Context: an optimization exercise on an open-source flow, tuned for small area and a short achievable clock period. The choices shown serve that exercise and are no tape-out recipe. For this run, only the layout was checked, not whether the RTL still works. No activity file was given, so power comes from the tool's default toggle rates.

**flow/config.mk**
```make
export PLATFORM = sky130hd
export DESIGN_NAME = openmips
export DESIGN_NICKNAME = openmips
export VERILOG_FILES = /design/flow/design.v
export SDC_FILE = /design/flow/constraint.sdc
export NUM_CORES = 4
export LEC_CHECK = 0
export CAP_MARGIN = 20
export CORE_MARGIN = 2
export CORE_UTILIZATION = 40
export SLEW_MARGIN = 20
```
**flow/constraint.sdc**
```tcl
create_clock -name core_clock -period 9.5 [get_ports {clk}]
set_input_delay 1.9000 -clock core_clock [delete_from_list [all_inputs] [get_ports {clk}]]
set_output_delay 1.9000 -clock core_clock [all_outputs]
set_load 0.01 [all_outputs]
```
**flow/design.v**
```verilog
`timescale 1ns / 1ps
`timescale 1ns / 1ps
module pc_reg(
	input wire clk,
	input wire rst,
	input wire[5:0]		stall,  
	input wire 			branch_flag_i,
	input wire[31:0]	branch_target_address_i,
	output reg[31:0] pc,
	output reg ce
);
	always @ (posedge clk) begin
		if (rst == 1'b1) begin
			ce <= 1'b0;
		end else begin	
			ce <= 1'b1;
		end
	end
	always @ (posedge clk) begin
		if (ce == 1'b0) begin
			pc <= 32'h00000000;
		end
		else if(stall[0] == 1'b0) begin
			if(branch_flag_i == 1'b1) begin
				pc <= branch_target_address_i;
			end else begin
				pc <= pc + 4'h4;
			end
		end
	end
endmodule
`timescale 1ns / 1ps
module if_id(
	input wire clk,
	input wire rst,
	input wire[5:0] stall,
	input wire[31:0]	if_pc,
	input wire[31:0]		if_inst,
	output reg[31:0]	id_pc,
	output reg[31:0]		id_inst
);
	always @ (posedge clk) begin
		if (rst == 1'b1) begin
			id_pc <= 32'h00000000;
			id_inst <= 32'h00000000;
		end else if(stall[1] == 1'b1 && stall[2] == 1'b0) begin
			id_pc <= 32'h00000000;
			id_inst <= 32'h00000000;
		end else if(stall[1] == 1'b0)begin
			id_pc <= if_pc;
			id_inst <= if_inst;
		end
	end
endmodule
`timescale 1ns / 1ps
module id(
	input wire		rst,
	input wire[31:0]	pc_i,
	input wire[31:0]		inst_i,
	input wire[31:0]		reg1_data_i,
	input wire[31:0]		reg2_data_i,
	output reg		reg1_read_o,
	output reg		reg2_read_o,
	output reg[4:0]	reg1_addr_o,
	output reg[4:0] reg2_addr_o,
	output reg[7:0]	aluop_o,
	output reg[2:0]	alusel_o,
	output reg[31:0]		reg1_o,
	output reg[31:0]		reg2_o,
	output reg[4:0]	wd_o,
	output reg				wreg_o,
	input wire				ex_wreg_i,
	input wire[31:0]		ex_wdata_i,
	input wire[4:0]	ex_wd_i,
	input wire				mem_wreg_i,
	input wire[31:0]		mem_wdata_i,
	input wire[4:0]	mem_wd_i,
	input wire				is_in_delayslot_i,
	output reg				next_inst_in_delayslot_o,
	output reg				branch_flag_o,
	output reg[31:0]		branch_target_address_o,
	output reg[31:0]		link_addr_o,
	output reg				is_in_delayslot_o,
	output wire				stallreq,
	output wire[31:0]		inst_o
);
assign inst_o = inst_i;
wire[5:0] op = inst_i[31:26]; 
wire[4:0] op2 = inst_i[10:6];
wire[5:0] op3 = inst_i[5:0]; 
wire[4:0] op4 = inst_i[20:16];
reg[31:0]	imm;
reg instvalid;
wire[31:0]	pc_plus_8;
wire[31:0]	pc_plus_4;
wire[31:0]	imm_sll2_signedext;
assign pc_plus_8 = pc_i + 8; 
assign pc_plus_4 = pc_i + 4; 
assign imm_sll2_signedext = {{14{inst_i[15]}}, inst_i[15:0], 2'b00 };
always @ (*) begin
	if(rst == 1'b1) begin
		aluop_o		<= 8'b00000000;
		alusel_o 	<= 3'b000;
		wd_o 		<= 5'b00000;
		wreg_o		<= 1'b0;
		instvalid	<= 1'b0;
		reg1_read_o	<= 1'b0;
		reg2_read_o <= 1'b0;
		reg1_addr_o	<= 5'b00000;
		reg2_addr_o <= 5'b00000;
		imm			<= 32'h0;
		link_addr_o <= 32'h00000000;
		branch_target_address_o <= 32'h00000000;
		branch_flag_o <= 1'b0;
		next_inst_in_delayslot_o <= 1'b0;
	end else begin
		aluop_o		<= 8'b00000000;
		alusel_o	<= 3'b000;
		wd_o		<= inst_i[15:11];
		wreg_o		<= 1'b0;
		instvalid	<= 1'b1;
		reg1_read_o	<= 1'b0;
		reg2_read_o <= 1'b0;
		reg1_addr_o	<= inst_i[25:21];
		reg2_addr_o <= inst_i[20:16];
		imm			<= 32'h00000000;
		link_addr_o <= 32'h00000000;
		branch_target_address_o <= 32'h00000000;
		branch_flag_o <= 1'b0;
		next_inst_in_delayslot_o <= 1'b0;
		case (op)
			6'b000000:	begin
				case (op2)
					5'b00000:	begin
					case (op3)
					6'b100101:	begin
						wreg_o		<= 1'b1;
						aluop_o		<= 8'b00100101;
						alusel_o	<= 3'b001;
						reg1_read_o	<= 1'b1;
						reg2_read_o	<= 1'b1;
						instvalid	<= 1'b0;
					end
					6'b100100:	begin
						wreg_o		<= 1'b1;
						aluop_o		<= 8'b00100100;				
						alusel_o	<= 3'b001;
						reg1_read_o	<= 1'b1;
						reg2_read_o	<= 1'b1;
						instvalid	<= 1'b0;
					end
					6'b100110:	begin
						wreg_o		<= 1'b1;
						aluop_o		<= 8'b00100110;				
						alusel_o	<= 3'b001;
						reg1_read_o	<= 1'b1;
						reg2_read_o	<= 1'b1;
						instvalid	<= 1'b0;
					end
					6'b100111:	begin
						wreg_o		<= 1'b1;
						aluop_o		<= 8'b00100111;				
						alusel_o	<= 3'b001;
						reg1_read_o	<= 1'b1;
						reg2_read_o	<= 1'b1;
						instvalid	<= 1'b0;
					end
					6'b000100:	begin
						wreg_o		<= 1'b1;
						aluop_o		<= 8'b11000000;				
						alusel_o	<= 3'b010;
						reg1_read_o	<= 1'b1;
						reg2_read_o	<= 1'b1;
						instvalid	<= 1'b0;
					end
					6'b000110:  begin
					    wreg_o		<= 1'b1;
						aluop_o		<= 8'b00000010;				
						alusel_o	<= 3'b010;
						reg1_read_o	<= 1'b1;
						reg2_read_o	<= 1'b1;
						instvalid	<= 1'b0; 
					end
					6'b000111:	begin
						wreg_o		<= 1'b1;
						aluop_o		<= 8'b00000011;				
						alusel_o	<= 3'b010;
						reg1_read_o	<= 1'b1;
						reg2_read_o	<= 1'b1;
						instvalid	<= 1'b0;
					end
					6'b001111:	begin
						wreg_o		<= 1'b0;
						aluop_o		<= 8'b00000000;				
						alusel_o	<= 3'b000;
						reg1_read_o	<= 1'b0;
						reg2_read_o	<= 1'b1;
						instvalid	<= 1'b0;
					end
					6'b100000:	begin
						wreg_o		<= 1'b1;
						aluop_o		<= 8'b00100000;
						alusel_o	<= 3'b011;
						reg1_read_o	<= 1'b1;
						reg2_read_o	<= 1'b1;
						instvalid	<= 1'b0;
					end
					6'b100010:	begin
						wreg_o		<= 1'b1;
						aluop_o		<= 8'b00100010;
						alusel_o	<= 3'b011;
						reg1_read_o	<= 1'b1;
						reg2_read_o	<= 1'b1;
						instvalid	<= 1'b0;
					end
					default:	begin
					end
				endcase  
			end 
			default:	begin
			end
		endcase  
	end
	6'b001101:	begin
		wreg_o		<= 1'b1;
		aluop_o		<= 8'b00100101;				
		alusel_o	<= 3'b001;
		reg1_read_o	<= 1'b1;
		reg2_read_o	<= 1'b0;
		imm 		<= {{16{inst_i[15]}}, inst_i[15:0]};
		wd_o 		<= inst_i[20:16];
		instvalid	<= 1'b0;
	end
	6'b001100:	begin
		wreg_o		<= 1'b1;
		aluop_o		<= 8'b00100100;			
		alusel_o	<= 3'b001;
		reg1_read_o	<= 1'b1;
		reg2_read_o	<= 1'b0;
		imm 		<= {{16{inst_i[15]}}, inst_i[15:0]};
		wd_o 		<= inst_i[20:16];
		instvalid	<= 1'b0;
	end
	6'b001110:	begin
		wreg_o		<= 1'b1;
		aluop_o		<= 8'b00100110;				
		alusel_o	<= 3'b001;
		reg1_read_o	<= 1'b1;
		reg2_read_o	<= 1'b0;
		imm 		<= {{16{inst_i[15]}}, inst_i[15:0]};
		wd_o 		<= inst_i[20:16];
		instvalid	<= 1'b0;
	end
	6'b001111:	begin
		wreg_o		<= 1'b1;
		aluop_o		<= 8'b00100101;				
		alusel_o	<= 3'b001;
		reg1_read_o	<= 1'b1;
		reg2_read_o	<= 1'b0;
		imm 		<= {{16{inst_i[15]}}, inst_i[15:0]};
		wd_o 		<= inst_i[20:16];
		instvalid	<= 1'b0;
	end
	6'b110011:	begin
		wreg_o		<= 1'b1;
		aluop_o		<= 8'b00000000;				
		alusel_o	<= 3'b000;
		reg1_read_o	<= 1'b0;
		reg2_read_o	<= 1'b0;
		instvalid	<= 1'b0;
	end
	6'b001001:	begin
		wreg_o		<= 1'b1;
		aluop_o		<= 8'b00001001;				
		alusel_o	<= 3'b011;
		reg1_read_o	<= 1'b1;
		reg2_read_o	<= 1'b0;
		imm 		<= {{16{inst_i[15]}}, inst_i[15:0]};
		wd_o 		<= inst_i[20:16];
		instvalid	<= 1'b0;
	end
	6'b111111: begin
		wreg_o		<= 1'b1;
		aluop_o		<= 8'b00111111;				
		alusel_o	<= 3'b100;
		reg1_read_o	<= 1'b0;
		reg2_read_o	<= 1'b0;
		instvalid	<= 1'b0;
	end
	6'b011100: begin
		wreg_o		<= 1'b1;
		aluop_o		<= 8'b00011100;				
		alusel_o	<= 3'b001;
		reg1_read_o	<= 1'b1;
		reg2_read_o	<= 1'b0;
		imm 		<= {{16{inst_i[15]}}, inst_i[15:0]};
		wd_o 		<= inst_i[20:16];
		instvalid	<= 1'b0;
	end
	6'b111000: begin	 
		wreg_o		<= 1'b0;
		aluop_o		<= 8'b00111000;				
		alusel_o	<= 3'b101;
		reg1_read_o	<= 1'b0;
		reg2_read_o	<= 1'b0;
		link_addr_o <= 32'h00000000;
		branch_flag_o	<= 1'b1;
		next_inst_in_delayslot_o	<= 1'b1;
		instvalid	<= 1'b0;
		branch_target_address_o	<= {pc_plus_4[31:28], inst_i[25:0], 2'b00};
	end
	6'b110000: begin	 
		wreg_o		<= 1'b0;
		aluop_o		<= 8'b00110000;				
		alusel_o	<= 3'b101;
		reg1_read_o	<= 1'b1;
		reg2_read_o	<= 1'b1;
		instvalid	<= 1'b0;
		if(reg1_o == reg2_o) begin
			branch_target_address_o <= pc_plus_4 + imm_sll2_signedext;
			branch_flag_o			<= 1'b1;
			next_inst_in_delayslot_o	<= 1'b1;
		end
	end
	6'b110001: begin  
		wreg_o		<= 1'b0;
		aluop_o		<= 8'b00110001;		 
		alusel_o	<= 3'b101;
		reg1_read_o	<= 1'b1;
		reg2_read_o	<= 1'b1;
		instvalid	<= 1'b0;
		if(reg1_o != reg2_o) begin
			branch_target_address_o <= pc_plus_4 + imm_sll2_signedext;
			branch_flag_o			<= 1'b1;
			next_inst_in_delayslot_o	<= 1'b1;
		end
	end
	6'b110010: begin	 
		wreg_o		<= 1'b0;
		aluop_o		<= 8'b00110010;		 
		alusel_o	<= 3'b101;
		reg1_read_o	<= 1'b1;
		reg2_read_o	<= 1'b0;
		instvalid	<= 1'b0;
		if(reg1_o[31] == 1'b1) begin
			branch_target_address_o	<= pc_plus_4 + imm_sll2_signedext;
			branch_flag_o			<= 1'b1;
			next_inst_in_delayslot_o	<= 1'b1;
		end  
	end
	6'b100011: begin
		wreg_o 		<= 1'b1;
		aluop_o 	<= 8'b00100011;
		alusel_o	<= 3'b110;
		reg1_read_o <= 1'b1;
		reg2_read_o <= 1'b0;
		wd_o		<= inst_i[20:16];
		instvalid   <= 1'b0;
	end
	6'b101011: begin
		wreg_o 		<= 1'b0;
		aluop_o 	<= 8'b00101011;
		alusel_o	<= 3'b110;
		reg1_read_o <= 1'b1;
		reg2_read_o <= 1'b1;
		instvalid   <= 1'b0;
	end
	default:	begin
	end
endcase 
if(inst_i[31:21] == 11'b00000000000) begin
	if(op3 == 6'b000000) begin
		wreg_o		<= 1'b1;
		aluop_o		<= 8'b11000000;		
		alusel_o	<= 3'b010;
		reg1_read_o	<= 1'b0;
		reg2_read_o	<= 1'b1;
		imm[4:0]	<= inst_i[10:6];
		wd_o 		<= inst_i[15:11];
		instvalid	<= 1'b0;
	end else if(op3 == 6'b000010) begin
		wreg_o		<= 1'b1;
		aluop_o		<= 8'b00000010;				
		alusel_o	<= 3'b010;
		reg1_read_o	<= 1'b0;
		reg2_read_o	<= 1'b1;
		imm[4:0]	<= inst_i[10:6];
		wd_o 		<= inst_i[15:11];
		instvalid	<= 1'b0;
	end else if(op3 == 6'b000011) begin
		wreg_o		<= 1'b1;
		aluop_o		<= 8'b00000011;				
		alusel_o	<= 3'b010;
		reg1_read_o	<= 1'b0;
		reg2_read_o	<= 1'b1;
		imm[4:0]	<= inst_i[10:6];
		wd_o 		<= inst_i[15:11];
		instvalid	<= 1'b0;
	end
   end
  end  
 end  
always @ (*) begin
	if(rst == 1'b1) begin
		reg1_o	<= 32'h00000000;
	end else if((reg1_read_o == 1'b1) 
				&& (ex_wreg_i == 1'b1)
				&& (ex_wd_i == reg1_addr_o)
				) begin
		reg1_o <= ex_wdata_i;
	end else if((reg1_read_o == 1'b1) 
				&& (mem_wreg_i == 1'b1)
				&& (mem_wd_i == reg1_addr_o)
				) begin
		reg1_o <= mem_wdata_i;
	end else if(reg1_read_o == 1'b1) begin
		reg1_o 	<= reg1_data_i;  
	end else if(reg1_read_o == 1'b0) begin
		reg1_o	<= imm; 
	end else begin
		reg1_o  <= 32'h00000000;
	end
end
always @ (*) begin
	if(rst == 1'b1) begin
		reg2_o	<= 32'h00000000;
	end else if((reg2_read_o == 1'b1) 
				&& (ex_wreg_i == 1'b1)
				&& (ex_wd_i == reg2_addr_o)
				) begin
		reg2_o <= ex_wdata_i;
	end else if((reg2_read_o == 1'b1) 
				&& (mem_wreg_i == 1'b1)
				&& (mem_wd_i == reg2_addr_o)
				) begin
		reg2_o <= mem_wdata_i;
	end else if(reg2_read_o == 1'b1) begin
		reg2_o 	<= reg2_data_i;  
	end else if(reg2_read_o == 1'b0) begin
		reg2_o	<= imm; 
	end else begin
		reg2_o  <= 32'h00000000;
	end
end
assign stallreq = 1'b0;
always @ (*) begin
	if(rst == 1'b1) begin
		is_in_delayslot_o <= 1'b0;
	end else begin
		is_in_delayslot_o <= is_in_delayslot_i;
	end
end
endmodule
`timescale 1ns / 1ps
module id_ex(
	input wire		clk,
	input wire		rst,
	input wire[7:0]	id_aluop,
	input wire[2:0]	id_alusel,
	input wire[31:0]		id_reg1,
	input wire[31:0]		id_reg2,
	input wire[4:0]	id_wd,
	input wire				id_wreg,
	output reg[7:0]	ex_aluop,
	output reg[2:0]	ex_alusel,
	output reg[31:0]		ex_reg1,
	output reg[31:0]		ex_reg2,
	output reg[4:0]	ex_wd,
	output reg 				ex_wreg,
	input wire[5:0]			stall,
	input wire[31:0]		id_link_address,
	input wire 				id_is_in_delayslot,
	input wire 				next_inst_in_delayslot_i,
	output reg[31:0]		ex_link_address,
	output reg				ex_is_in_delayslot,
	output reg				is_in_delayslot_o,
	input wire[31:0]		id_inst,
	output reg[31:0] 	ex_inst
);
always @ (posedge clk) begin
	if (rst == 1'b1) begin
		ex_aluop 	<= 8'b00000000;
		ex_alusel	<= 3'b000;
		ex_reg1		<= 32'h00000000;
		ex_reg2		<= 32'h00000000;
		ex_wd 		<= 5'b00000;
		ex_wreg		<= 1'b0;
	end else if(stall[2] == 1'b1 && stall[3] == 1'b0) begin
		ex_aluop 	<= 8'b00000000;
		ex_alusel	<= 3'b000;
		ex_reg1		<= 32'h00000000;
		ex_reg2		<= 32'h00000000;
		ex_wd 		<= 5'b00000;
		ex_wreg		<= 1'b0;
	end else if (stall[2] == 1'b0) begin
		ex_aluop    <= id_aluop;
		ex_alusel	<= id_alusel;
		ex_reg1		<= id_reg1;
		ex_reg2		<= id_reg2;
		ex_wd 		<= id_wd;
		ex_wreg		<= id_wreg;
		ex_link_address	<= id_link_address;
		ex_is_in_delayslot	<= id_is_in_delayslot;
		is_in_delayslot_o	<= next_inst_in_delayslot_i;
		ex_inst 	<= id_inst;
	end
end
endmodule
`timescale 1ns / 1ps
module ex(
	input wire  rst,
	input wire[7:0] aluop_i,
	input wire[2:0] alusel_i,
	input wire[31:0] reg1_i,
	input wire[31:0] reg2_i,
	input wire[4:0] wd_i,
	input wire wreg_i,
	output reg[4:0] wd_o,
	output reg wreg_o,
	output reg[31:0] wdata_o,
	output reg			stallreq,
	input wire[31:0]	link_address_i, 
	input wire			is_in_delayslot_i, 
	input wire[31:0] inst_i,
	output wire[7:0]	aluop_o,
	output wire[31:0]	mem_addr_o,
	output wire[31:0] 	reg2_o
);
reg[31:0]	logicout; 
reg[31:0]	shiftres; 
reg[31:0]	arithmeticres; 
wire[31:0]	reg2_i_mux;
wire[31:0]	result_sum;
wire			reg1_eq_reg2; 
assign reg2_i_mux = (aluop_i == 8'b00100010 || aluop_i == 8'b00011100)? (~reg2_i)+1 : reg2_i;
assign result_sum = reg1_i + reg2_i_mux;
assign aluop_o 		= aluop_i;
assign mem_addr_o 	= reg1_i + {{16{inst_i[15]}}, inst_i[15:0]}; 
assign reg2_o		= reg2_i;
always @ (*) begin
	if (rst == 1'b1) begin
		logicout <= 32'h00000000;
	end else begin
		case(aluop_i)
		8'b00100101:begin
			logicout <= reg1_i | reg2_i;
		end
		8'b00100100:begin
			logicout <= reg1_i & reg2_i;
		end
		8'b00100111:begin
			logicout <= ~(reg1_i | reg2_i);
		end
		8'b00100110:begin
			logicout <= reg1_i ^ reg2_i;
		end
		8'b00011100:begin
			logicout <= {31'h0,result_sum[31]};
		end
		default: begin
			logicout <= 32'h00000000;
		end
	endcase
	end 
end 
always @ (*) begin
	if (rst == 1'b1) begin
		shiftres <= 32'h00000000;
	end else begin
		case(aluop_i)
		8'b11000000:begin
			shiftres <= reg2_i << reg1_i[4:0];
		end
		8'b00000010:begin
			shiftres <= reg2_i >> reg1_i[4:0];
		end
		8'b00000011:begin
			shiftres <= ({32{reg2_i[31]}} << (6'd32-{1'b0 , reg1_i[4:0]}))
			             | reg2_i >> reg1_i[4:0];
		end
		default: begin
			shiftres <= 32'h00000000;
		end
	endcase
	end  
end  
always @ (*) begin
	if(rst == 1'b1) begin
		arithmeticres <= 32'h00000000;
	end else begin
		case (aluop_i)
			8'b00100000, 8'b00001001: begin
				arithmeticres <= result_sum;
			end
			8'b00100010: begin
				arithmeticres <= result_sum;
			end
			default: begin
				arithmeticres <= 32'h00000000;
			end
		endcase
	end
end
always @ (*) begin
	wd_o <= wd_i;
	wreg_o <= wreg_i;
	case(alusel_i)
		3'b001: begin
			wdata_o <= logicout;
		end
		3'b010: begin
			wdata_o <= shiftres;
		end
		3'b011: begin
			wdata_o <= arithmeticres;
		end
		3'b101: begin
			wdata_o <= link_address_i;
		end
		default: begin
			wdata_o <= 32'h00000000;
		end
	endcase
end 
always @ (*) begin
	if(alusel_i == 3'b100) begin
		case(aluop_i) 
			8'b00111111: begin
				stallreq <= 1'b1;
			end
			default: begin
				stallreq <= 1'b0;
			end
		endcase 
	end else begin
		stallreq <= 1'b0;
	end
end
endmodule
`timescale 1ns / 1ps
module ex_mem(
	input wire clk,
	input wire rst,
	input wire[4:0] ex_wd,
	input wire ex_wreg,
	input wire[31:0] ex_wdata,
	output reg[4:0] mem_wd,
	output reg mem_wreg,
	output reg[31:0] mem_wdata,
	input wire[5:0]			stall,
	input wire[7:0] 	ex_aluop,
	input wire[31:0]		ex_mem_addr,
	input wire[31:0]		ex_reg2,
	output reg[7:0]	mem_aluop,
	output reg[31:0]		mem_mem_addr,
	output reg[31:0]		mem_reg2
);
always @ (posedge clk) begin
	if(rst==1'b1) begin
		mem_wd 		<= 5'b00000;
		mem_wreg 	<= 1'b0;
		mem_wdata 	<= 32'h00000000;
		mem_aluop	<= 8'b00000000;
		mem_mem_addr <= 32'h00000000;
		mem_reg2	<= 32'h00000000;
	end else if(stall[3] == 1'b1 && stall[4] == 1'b0) begin
		mem_wd <= 5'b00000;
		mem_wreg <= 1'b0;
		mem_wdata <= 32'h00000000;
		mem_aluop	<= 8'b00000000;
		mem_mem_addr <= 32'h00000000;
		mem_reg2	<= 32'h00000000;
	end else if(stall[3] == 1'b0)begin
		mem_wd <= ex_wd;
		mem_wreg <= ex_wreg;
		mem_wdata <= ex_wdata;
		mem_aluop	<= ex_aluop;
		mem_mem_addr <= ex_mem_addr;
		mem_reg2	<= ex_reg2;
	end else begin
		mem_wd 		<= 5'b00000;
		mem_wreg 	<= 1'b0;
		mem_wdata 	<= 32'h00000000;
		mem_aluop	<= 8'b00000000;
		mem_mem_addr <= 32'h00000000;
		mem_reg2	<= 32'h00000000;
	end
end 
endmodule
`timescale 1ns / 1ps
module mem(
	input wire rst,
	input wire[4:0] wd_i,
	input wire wreg_i,
	input wire[31:0] wdata_i,
	output reg[4:0] wd_o,
	output reg wreg_o,
	output reg[31:0] wdata_o,
	input wire[7:0]	aluop_i,
	input wire[31:0]		mem_addr_i,
	input wire[31:0]		reg2_i,
	input wire[31:0]		mem_data_i,  
	output reg[31:0]		mem_addr_o,
	output wire				mem_we_o,
	output reg[3:0]			mem_sel_o,
	output reg[31:0]		mem_data_o,
	output reg				mem_ce_o
);
wire[31:0]	zero32;
reg				mem_we;
assign mem_we_o = mem_we; 
assign zero32  	= 32'h00000000;
always @(*) begin
	if(rst==1'b1) begin
		wd_o 		<= 5'b00000;
		wreg_o 		<= 1'b0;
		wdata_o	 	<= 32'h00000000;
		mem_addr_o 	<= 32'h00000000;
		mem_we		<= 1'b0;
		mem_sel_o   <= 4'b0000;
		mem_data_o 	<= 32'h00000000;
		mem_ce_o	<= 1'b0;
	end else begin
		wd_o 		<= wd_i;
		wreg_o		<= wreg_i;
		wdata_o 	<= wdata_i;
		mem_we		<= 1'b0;
		mem_data_o	<= 32'h00000000;
		mem_addr_o	<= 32'h00000000;
		mem_sel_o	<= 4'b1111;
		mem_ce_o	<= 1'b0;
		case (aluop_i)
			8'b00100011: begin
				mem_addr_o	<= mem_addr_i;
				mem_we		<= 1'b0;
				wdata_o		<= mem_data_i;
				mem_sel_o	<= 4'b1111;
				mem_ce_o	<= 1'b1;
			end
			8'b00101011: begin
				mem_addr_o  <= mem_addr_i;
				mem_we		<= 1'b1;
				mem_data_o	<= reg2_i;
				mem_sel_o	<= 4'b1111;
				mem_ce_o	<= 1'b1;
			end
			default: begin
			end
		endcase
	end 
end 
endmodule
`timescale 1ns / 1ps
module mem_wb
(
	input wire rst,
	input wire clk,
	input wire[4:0] mem_wd,
	input wire mem_wreg,
	input wire[31:0] mem_wdata,
	output reg[4:0] wb_wd,
	output reg wb_wreg,
	output reg[31:0] wb_wdata,
	input wire[5:0]			stall
);
always @(posedge clk) begin
	if(rst==1'b1) begin
		wb_wd <= 5'b00000;
		wb_wreg <= 1'b0;
		wb_wdata <= 32'h00000000;
	end else if(stall[4] == 1'b1 && stall[5] == 1'b0) begin
		wb_wd <= 5'b00000;
		wb_wreg <= 1'b0;
		wb_wdata <= 32'h00000000;
	end else if(stall[4] == 1'b0) begin
		wb_wd <= mem_wd;
		wb_wreg <= mem_wreg;
		wb_wdata <= mem_wdata;
	end 
end 
endmodule
`timescale 1ns / 1ps
module ctrl(
	input wire		rst,
	input wire		stallreq_from_id,
	input wire		stallreq_from_ex,
	output reg[5:0]		stall
);
	always @ (*) begin
		if(rst == 1'b1) begin
			stall <= 6'b000000;
		end else if(stallreq_from_ex == 1'b1) begin
			stall <= 6'b001111;
		end else if(stallreq_from_id == 1'b1) begin
			stall <= 6'b000111;
		end else begin
			stall <= 6'b000000;
		end
	end
endmodule
`timescale 1ns / 1ps
module regfile(
	input wire	clk,
	input wire	rst,
	input wire				we,
	input wire[4:0]	waddr,
	input wire[31:0]		wdata,
	input wire				re1,
	input wire[4:0]	raddr1,
	output reg[31:0]	rdata1,
	input wire 				re2,
	input wire[4:0]	raddr2,
	output reg[31:0]	rdata2
);
reg[31:0] regs[0: 32-1];
	always @ (posedge clk) begin
		if (rst == 1'b0) begin
			if ((we == 1'b1) && (waddr != 5'h0)) begin
				regs[waddr] <= wdata;
			end
		end
	end
	always @ (*) begin
		if (rst == 1'b1) begin
			rdata1 <= 32'h00000000;
		end else if(raddr1 == 5'h0) begin
			rdata1 <= 32'h00000000;
		end else if((raddr1 == waddr) 
					&& (we == 1'b1)
					&& (re1 == 1'b1)) begin
			rdata1 <= wdata;
		end else if(re1 == 1'b1) begin
			rdata1 <= regs[raddr1];
		end else begin
			rdata1 <= 32'h00000000;
		end
	end
	always @ (*) begin
		if (rst == 1'b1) begin
			rdata2 <= 32'h00000000;
		end else if(raddr2 == 5'h0) begin
			rdata2 <= 32'h00000000;
		end else if((raddr2 == waddr)
					&& (we == 1'b1)
					&& (re2 == 1'b1)) begin
			rdata2 <= wdata;
		end else if(re2 == 1'b1) begin
			rdata2 <= regs[raddr2];
		end else begin
			rdata2 <= 32'h00000000;
		end
	end
endmodule
`timescale 1ns / 1ps
module openmips(
	input wire		clk,
	input wire 		rst,
	input wire[31:0]	 rom_data_i,
	output wire[31:0] rom_addr_o,
	output wire			 rom_ce_o,
	input wire[31:0]	 ram_data_i,
	output wire[31:0] ram_addr_o,
	output wire[31:0] ram_data_o,
	output wire			 ram_we_o,
	output wire[3:0]	 ram_sel_o,
	output wire			 ram_ce_o
);
	wire[31:0]	pc;
	wire[31:0]  id_pc_i;
	wire[31:0]		id_inst_i;
	wire[7:0]		id_aluop_o;
	wire[2:0]	id_alusel_o;
	wire[31:0]		id_reg1_o;
	wire[31:0]		id_reg2_o;
	wire 				id_wreg_o;
	wire[4:0]	id_wd_o;
	wire[7:0]		ex_aluop_i;
	wire[2:0]	ex_alusel_i;
	wire[31:0]		ex_reg1_i;
	wire[31:0]		ex_reg2_i;
	wire 				ex_wreg_i;
	wire[4:0]	ex_wd_i;
	wire				ex_wreg_o;
	wire[4:0]	ex_wd_o;
	wire[31:0]		ex_wdata_o;
	wire 				mem_wreg_i;
	wire[4:0]	mem_wd_i;
	wire[31:0]		mem_wdata_i;
	wire				mem_wreg_o;
	wire[4:0]	mem_wd_o;
	wire[31:0]		mem_wdata_o;
	wire 				wb_wreg_i;
	wire[4:0]	wb_wd_i;
	wire[31:0]		wb_wdata_i;
	wire				reg1_read;
	wire				reg2_read;
	wire[31:0]		reg1_data;
	wire[31:0]		reg2_data;
	wire[4:0]	reg1_addr;
	wire[4:0]	reg2_addr;
	wire				id_ex_wreg;
	wire[4:0]	id_ex_wd;
	wire[31:0]		id_ex_wdata;
	wire				id_mem_wreg;
	wire[4:0]	id_mem_wd;
	wire[31:0]		id_mem_wdata;	
	wire				stallreq_from_ex;
	wire				stallreq_from_id;
	wire[5:0]			stall;
	wire[31:0]		id_pc_addr;
	wire				id_pc_flag;
	wire 				id_ie_delayslot;
	wire[31:0]		id_ie_addr;
	wire				id_ie_next_inst;
	wire				ie_pc_delayslot;
	wire[31:0]		ie_ex_addr;
	wire				ie_ex_delayslot;
	wire				ie_id_delayslot;
	wire[7:0]		ex_aluop_o;
	wire[31:0]		ex_reg2_o;
	wire[31:0]		ex_addr_o;
	wire[7:0]		mem_aluop;
	wire[31:0]		mem_reg2;
	wire[31:0]		mem_addr;
	wire[31:0]		id_inst;
	wire[31:0]		ex_inst;
	pc_reg pc_reg(
		.clk(clk),
		.rst(rst),
		.pc(pc),
		.ce(rom_ce_o),
		.stall(stall),
		.branch_flag_i(id_pc_flag),
		.branch_target_address_i(id_pc_addr)
	);
	assign rom_addr_o = pc;  
	if_id if_id(
		.clk(clk),
		.rst(rst),
		.if_pc(pc),
		.if_inst(rom_data_i),
		.id_pc(id_pc_i),
		.id_inst(id_inst_i),
		.stall(stall)
	);
	id id(
		.rst(rst),
		.pc_i(id_pc_i),
		.inst_i(id_inst_i),
		.reg1_data_i(reg1_data),
		.reg2_data_i(reg2_data),
		.reg1_read_o(reg1_read),
		.reg1_addr_o(reg1_addr),
		.reg2_read_o(reg2_read),
		.reg2_addr_o(reg2_addr),
		.aluop_o(id_aluop_o),
		.alusel_o(id_alusel_o),
		.reg1_o(id_reg1_o),
		.reg2_o(id_reg2_o),
		.wd_o(id_wd_o),
		.wreg_o(id_wreg_o),
		.ex_wreg_i(ex_wreg_o),
		.ex_wd_i(ex_wd_o),
		.ex_wdata_i(ex_wdata_o),
		.mem_wd_i(mem_wd_o),
		.mem_wreg_i(mem_wreg_o),
		.mem_wdata_i(mem_wdata_o),
		.stallreq(stallreq_from_id),
		.is_in_delayslot_o(id_ie_delayslot),
		.link_addr_o(id_ie_addr),
		.next_inst_in_delayslot_o(id_ie_next_inst),
		.branch_target_address_o(id_pc_addr),
		.branch_flag_o(id_pc_flag),
		.is_in_delayslot_i(ie_id_delayslot),
		.inst_o(id_inst)
	);
	regfile regfile(
		.clk(clk),
		.rst(rst),
		.we(wb_wreg_i),
		.waddr(wb_wd_i),
		.wdata(wb_wdata_i),
		.re1(reg1_read),
		.raddr1(reg1_addr),
		.rdata1(reg1_data),
		.re2(reg2_read),
		.raddr2(reg2_addr),
		.rdata2(reg2_data)
	);
	id_ex id_ex(
		.clk(clk),
		.rst(rst),
		.id_aluop(id_aluop_o),
		.id_alusel(id_alusel_o),
		.id_reg1(id_reg1_o),
		.id_reg2(id_reg2_o),
		.id_wd(id_wd_o),
		.id_wreg(id_wreg_o),
		.ex_aluop(ex_aluop_i),
		.ex_alusel(ex_alusel_i),
		.ex_reg1(ex_reg1_i),
		.ex_reg2(ex_reg2_i),
		.ex_wd(ex_wd_i),
		.ex_wreg(ex_wreg_i),
		.stall(stall),
		.id_is_in_delayslot(id_ie_delayslot),
		.id_link_address(id_ie_addr),
		.next_inst_in_delayslot_i(id_ie_next_inst),
		.ex_link_address(ie_ex_addr),
		.ex_is_in_delayslot(ie_ex_delayslot),
		.is_in_delayslot_o(ie_id_delayslot),
		.id_inst(id_inst),
		.ex_inst(ex_inst)
	);
	ex ex(
		.rst(rst),
		.aluop_i(ex_aluop_i),
		.alusel_i(ex_alusel_i),
		.reg1_i(ex_reg1_i),
		.reg2_i(ex_reg2_i),
		.wd_i(ex_wd_i),
		.wreg_i(ex_wreg_i),
		.wd_o(ex_wd_o),
		.wreg_o(ex_wreg_o),
		.wdata_o(ex_wdata_o),
		.stallreq(stallreq_from_ex),
		.link_address_i(ie_ex_addr),
		.is_in_delayslot_i(ie_ex_delayslot),
		.aluop_o(ex_aluop_o),
		.mem_addr_o(ex_addr_o),
		.reg2_o(ex_reg2_o),
		.inst_i(ex_inst)
	);
	ex_mem ex_mem(
		.clk(clk),
		.rst(rst),
		.ex_wd(ex_wd_o),
		.ex_wreg(ex_wreg_o),
		.ex_wdata(ex_wdata_o),
		.mem_wd(mem_wd_i),
		.mem_wreg(mem_wreg_i),
		.mem_wdata(mem_wdata_i),
		.stall(stall),
		.ex_aluop(ex_aluop_o),
		.ex_mem_addr(ex_addr_o),
		.ex_reg2(ex_reg2_o),
		.mem_aluop(mem_aluop),
		.mem_mem_addr(mem_addr),
		.mem_reg2(mem_reg2)
	);
	mem mem(
		.rst(rst),
		.wd_i(mem_wd_i),
		.wreg_i(mem_wreg_i),
		.wdata_i(mem_wdata_i),
		.wd_o(mem_wd_o),
		.wreg_o(mem_wreg_o),
		.wdata_o(mem_wdata_o),
		.mem_data_i(ram_data_i),
		.mem_addr_o(ram_addr_o),
		.mem_we_o(ram_we_o),
		.mem_sel_o(ram_sel_o),
		.mem_data_o(ram_data_o),
		.mem_ce_o(ram_ce_o),
		.aluop_i(mem_aluop),
		.mem_addr_i(mem_addr),
		.reg2_i(mem_reg2)
	);
	mem_wb mem_wb(
		.clk(clk),
		.rst(rst),
		.mem_wd(mem_wd_o),
		.mem_wreg(mem_wreg_o),
		.mem_wdata(mem_wdata_o),
		.wb_wd(wb_wd_i),
		.wb_wreg(wb_wreg_i),
		.wb_wdata(wb_wdata_i),
		.stall(stall)
	);
	ctrl ctrl(
		.rst(rst),
		.stallreq_from_id(stallreq_from_id),
		.stallreq_from_ex(stallreq_from_ex),
		.stall(stall)
	);
endmodule
```
**flow/run.sh**
```bash
#!/bin/bash
# synth_recipe.tcl (not shown) runs the flow's synth.tcl, then flattens the netlist and writes it again
# the make line also repeats each setting of config.mk as NAME=value (left out here)
make -C /OpenROAD-flow-scripts/flow DESIGN_CONFIG=/design/flow/config.mk WORK_HOME=/design/flow/orfs CLKGATE_MAP_FILE= SYNTH_SCRIPT=/design/flow/synth_recipe.tcl finish
```
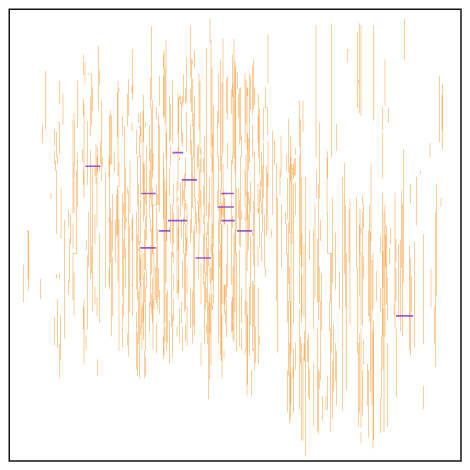
(images/metal_stack.png)
(1 px per micron) Two of the layers only.
layer	colour	wire length
met4	orange	31.5 mm
met5	purple	172 microns
Routed Wire Length: 393000 microns
Tot GR Track Use: 0.374
average detailed-routed wire length per instance: 38.3 microns
vias post-DR: 71450

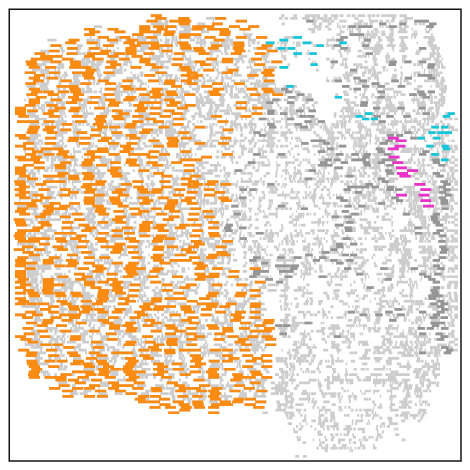
(images/registers.png)
(1 px per micron) Other sequential cells in the stronger grey, the rest of the logic in the fainter grey.
netlist name	colour	flops
id_ex.ex_inst	magenta	16
if_id.id_inst	cyan	32
regfile.regs	orange	1024
sequential portion of the cell area: 0.418
post-layout util: 0.457
sequential cell area in the final layout: 0.0378 sq mm
reported sequential group power: 0.00646 W

==> run_results.csv <==
group,metric,value,unit
outcome,status,"no timing/DRC/antenna violations",
die,chipHeight,450,microns
hold_path,min_from,"if_id.id_pc[1]",
global_routing,global_route.overflow_total,0,
yosys,synth_warnings,10,
die,initial_core_util,0.403,
die,ios,169,
yosys,yosys.cell_types.count,111,
clock_tree,cts_tree,"yes",
clock_tree,root_buffer,"sky130_fd_sc_hd__clkbuf_16",
setup_path,startpoint_of_the_worst_setup_timing_path,"id_ex.ex_reg2[16]",
setup_path,crit_path_start_kind,"flop",
setup_path,crit_path_capture_type,"flop",
die,floorplan.die.width,450,microns
cells_and_area,fraction_of_layout_instances_using_a_drive_strength_above_1,0.142,
clock_tree,path_clk_slew,0.06,ns
yosys,synth_top_cells_by_area,"sky130_fd_sc_hd__edfxtp_1 (39%), sky130_fd_sc_hd__dfxtp_1 (8.1%), sky130_fd_sc_hd__mux4_2 (6.5%)",
yosys,synth_enable_flop_cells,1040,
route,post_drt_via_cell_ratio,6.97,
setup_path,worstPathRequired,10.17,ns
placed_design,dp_hpwl,263000,microns
sta,max_freq,0.123,GHz
clock_tree,cts.repair_timing.setup_buffer_count,0,
route,drt_iter0_drc,11766,
clock_tree,clkSinkCount,1364,
setup_path,path_class,"flop to flop",
cells_and_area,largest_reg_flops,1024,
sta,maxSlewViolCount,0,
yosys,synth_top_family_by_area,"compound AO/OA/AOI/OAI gates",
cells_and_area,fillers,18164,
global_routing,grt_pass1_wl,538000,microns
pwr,ir_worst_vdd,0.181,mV
route,post_drt_antenna_nets,0,
clock_tree,postCtsHoldBufs,0,
placed_design,finalWeightedCongestion,1.04,
cells_and_area,final_net_count,7710,
sta,tightestPinTransition,1.34,ns
global_routing,largest_net_degree_at_the_start_of_global_routing,104,
die,site_row_count,163,
clock_tree,tritoncts.num_buffers,151,
sta,clock-skew-final,0.0494,ns
route,drt_drc_violations_left,0,
pwr,total_leakage_power,27.9,nW
yosys,post_synth_xor_area_fraction,0.0211,
setup_path,timing.critical_path.arrival,8.83,ns
sta,fin_hold_viols,0,
yosys,synth.ff_latch_count,1364,
clock_tree,cts_resized,0,
clock_tree,h-tree-depth,4,
cells_and_area,registers.top_by_ff_count,"regfile.regs",
yosys,synth_ff_type,"sky130_fd_sc_hd__edfxtp_1",
setup_path,worst_r2r_startpoint,"id_ex.ex_reg2[16]",
yosys,yosys.area_share.adder,0.0257,
sta,fin_tns_setup,0,ns
yosys,synth_simple_gate_area_share,0.127,
setup_path,timing.critical_path.fanout_max,29,
die,dieArea,0.203,sq mm
yosys,yosys.cell_count.top_type,"sky130_fd_sc_hd__edfxtp_1",
yosys,postSynth.asyncResetShare,0,
yosys,synth.mux.area_fraction,0.135,
sta,finalCritPeriodShare,0.859,
sta,timing.slew.headroom,0.0960,
cells_and_area,syn2layout_area_growth,13.3,%
global_routing,antenna_found_initial,26,
run,cap_viol_max_count,0,
sta,final.min_clock_period,8.16,ns
yosys,synth_area_in_compound_gates,0.178,
placed_design,portBuffers,168,
yosys,synth_area_leader_cell,"sky130_fd_sc_hd__edfxtp_1",
die,placeableCoreArea,0.198,sq mm
yosys,yosys.area.top_type_share,0.392,
sta,setup_repair_after_global_routing_missed_its_margin,"false",
yosys,synthesis.instances,7417,
clock_tree,clock_latency,0.85,ns
hold_path,min_path_type,"flop to flop",
yosys,yosysSeqAreaShare,0.473,
sta,timing.final.setup_violations,0,
clock_tree,clock_tree.buffer_depth,3,
yosys,post_synth_instance_area,0.0797,sq mm
yosys,post_synth.cell_area_avg,10.7,sq um
route,drt_first_pass_iters,7,
yosys,synth_top_cells_by_count,"sky130_fd_sc_hd__edfxtp_1 (1040), sky130_fd_sc_hd__nand2_1 (688), sky130_fd_sc_hd__nor2_1 (535)",
global_routing,grt_pass1_vias,66613,
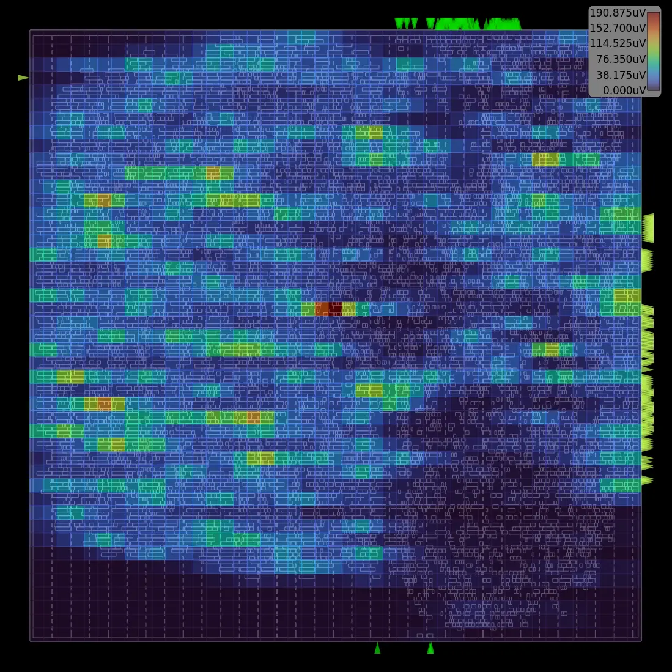
(images/final_ir_drop.png)
total power of the final layout: 0.0139 W
net switching component of the power: 0.00374 W
power per unit of standard cell area: 154 mW/mm^2

## final timing paths
path | depth (start not counted) | slack (ns) | endpoint
worst min register to register | 2 | 0.47 | if_id.id_pc[1]
worst max register to register | 27 | 1.34 | pc_reg.pc[18]
worst max-delay path | 27 | 1.34 | pc_reg.pc[18]
worst min-delay path | 2 | 0.47 | if_id.id_pc[1]
## power breakdown
group,leakage (nW),internal [W],switching (W)
registers,10.1,0.00637,0.0000863
clock network,2.37,0.00334,0.00263
logic,15.5,0.000449,0.00102
## kinds of logic after synthesis
| family | after synthesis |
|---|---|
| and+or+nand+nor | 2111 |
| DFF | 1364 |
| xor gates and xnor gates | 192 |
| AOI/OAI and AO/OA | 2067 |
| muxes | 776 |
| buffers and inverters | 744 |
| other | 1 |
| adders and majority gates | 162 |
## critical path: stages, from the launching register on
cell	delay (ns)
sky130_fd_sc_hd__dfxtp_1	0.42
sky130_fd_sc_hd__buf_4	0.27
sky130_fd_sc_hd__nor3_1	0.64
sky130_fd_sc_hd__nand3b_1	0.17
sky130_fd_sc_hd__nor3_1	0.75
sky130_fd_sc_hd__nor2_1	0.12
sky130_fd_sc_hd__xnor2_1	0.16
sky130_fd_sc_hd__ha_1	0.26
sky130_fd_sc_hd__a21oi_1	0.33
sky130_fd_sc_hd__nand2_1	0.09
sky130_fd_sc_hd__a221oi_1	0.56
sky130_fd_sc_hd__o21ai_0	0.32
sky130_fd_sc_hd__nor2_1	0.34
sky130_fd_sc_hd__buf_4	0.21
sky130_fd_sc_hd__nor2_1	0.05
sky130_fd_sc_hd__a41oi_1	0.20
sky130_fd_sc_hd__o21ai_0	0.13
sky130_fd_sc_hd__buf_4	0.21
sky130_fd_sc_hd__o21ai_0	0.58
sky130_fd_sc_hd__xor2_1	0.24
sky130_fd_sc_hd__nor4_4	0.32
sky130_fd_sc_hd__nand4b_2	0.28
sky130_fd_sc_hd__o21a_1	0.28
sky130_fd_sc_hd__o221ai_2	0.23
sky130_fd_sc_hd__nand2_1	0.11
sky130_fd_sc_hd__buf_4	0.28
sky130_fd_sc_hd__a222oi_1	0.28
sky130_fd_sc_hd__o22ai_1	0.12
## metal layers
| layer | wire length [microns] | GRT usage | vias to the layer above | share of wire |
|---|---|---|---|---|
| li1 | - | - | 28803 | - |
| met1 | 145000 | 0.477 | 35652 | 0.37 |
| met2 | 168000 | 0.553 | 5623 | 0.43 |
| met3 | 48600 | 0.104 | 1346 | 0.12 |
| met4 | 31500 | 0.247 | 26 | 0.080 |
| met5 | 171 | 0 | - | 0.00044 |
## through the flow
stage	setup slack (ns)	cell area, sq um	instances	hold slack [ns]
floorplan	3.16	79800	7448	0.435
detailed placement	1.34	85200	9964	0.459
finish	1.34	90300	10253	0.468
global route	0.990	90300	10244	0.485
CTS	1.68	90200	10239	0.468
global placement	1.38	85100	9959	0.448
## area by class of cell
cell class,count,area (sq um),area share
diodes,9,22.5,0.000249
clock buffers,202,4090,0.0453
inverters,135,509,0.00564
well taps,2640,3300,0.0366
multi-input cells,5340,39400,0.436
flip-flops and latches,1364,37800,0.418
repair buffers,490,4390,0.0486
clock inverters,73,832,0.00922
## layout by cell type (no fill, tap or decap), types with 149 or more instances in the layout
master                            synthesis  layout
sky130_fd_sc_hd__edfxtp_1              1040    1040
sky130_fd_sc_hd__nand2_1                688     687
sky130_fd_sc_hd__nor2_1                 535     497
sky130_fd_sc_hd__a21oi_1                485     483
sky130_fd_sc_hd__mux2i_1                434     434
sky130_fd_sc_hd__o21ai_0                330     325
sky130_fd_sc_hd__dfxtp_1                324     302
sky130_fd_sc_hd__buf_4                   34     298
sky130_fd_sc_hd__mux4_2                 229     229
sky130_fd_sc_hd__clkdlybuf4s50_1          0     167
sky130_fd_sc_hd__ha_1                   159     159
sky130_fd_sc_hd__xnor2_1                155     155
sky130_fd_sc_hd__clkbuf_16                0     153
sky130_fd_sc_hd__nand3_1                151     151
sky130_fd_sc_hd__a211oi_1               149     149

what the ideal ports hide:
In the flow no input, the clock included, has a driving cell. The finished layout below was timed again as built, in two steps.
Step 1 assumes that a clkbuf_16 drives the clock port and a buf_2 every other input.
Step 2 moves the port delays by t, midway between the first and last clock arrival at a register: inputs arrive t later, outputs are due t later. That takes back most of the time a late clock gives input paths.
Three values: ideal ports, drivers, drivers and shift; two values: the first two.
shift t [ns]: 0.917
setup WS [ns]: 1.341 / 1.341 / 0.693
worst register clock-pin slew, ns: 0.07 / 0.07
After both steps setup and hold are still met in this run. For this run, drivers alone change the setup slack by 0.000 ns; drivers and shift together by -0.648 ns.
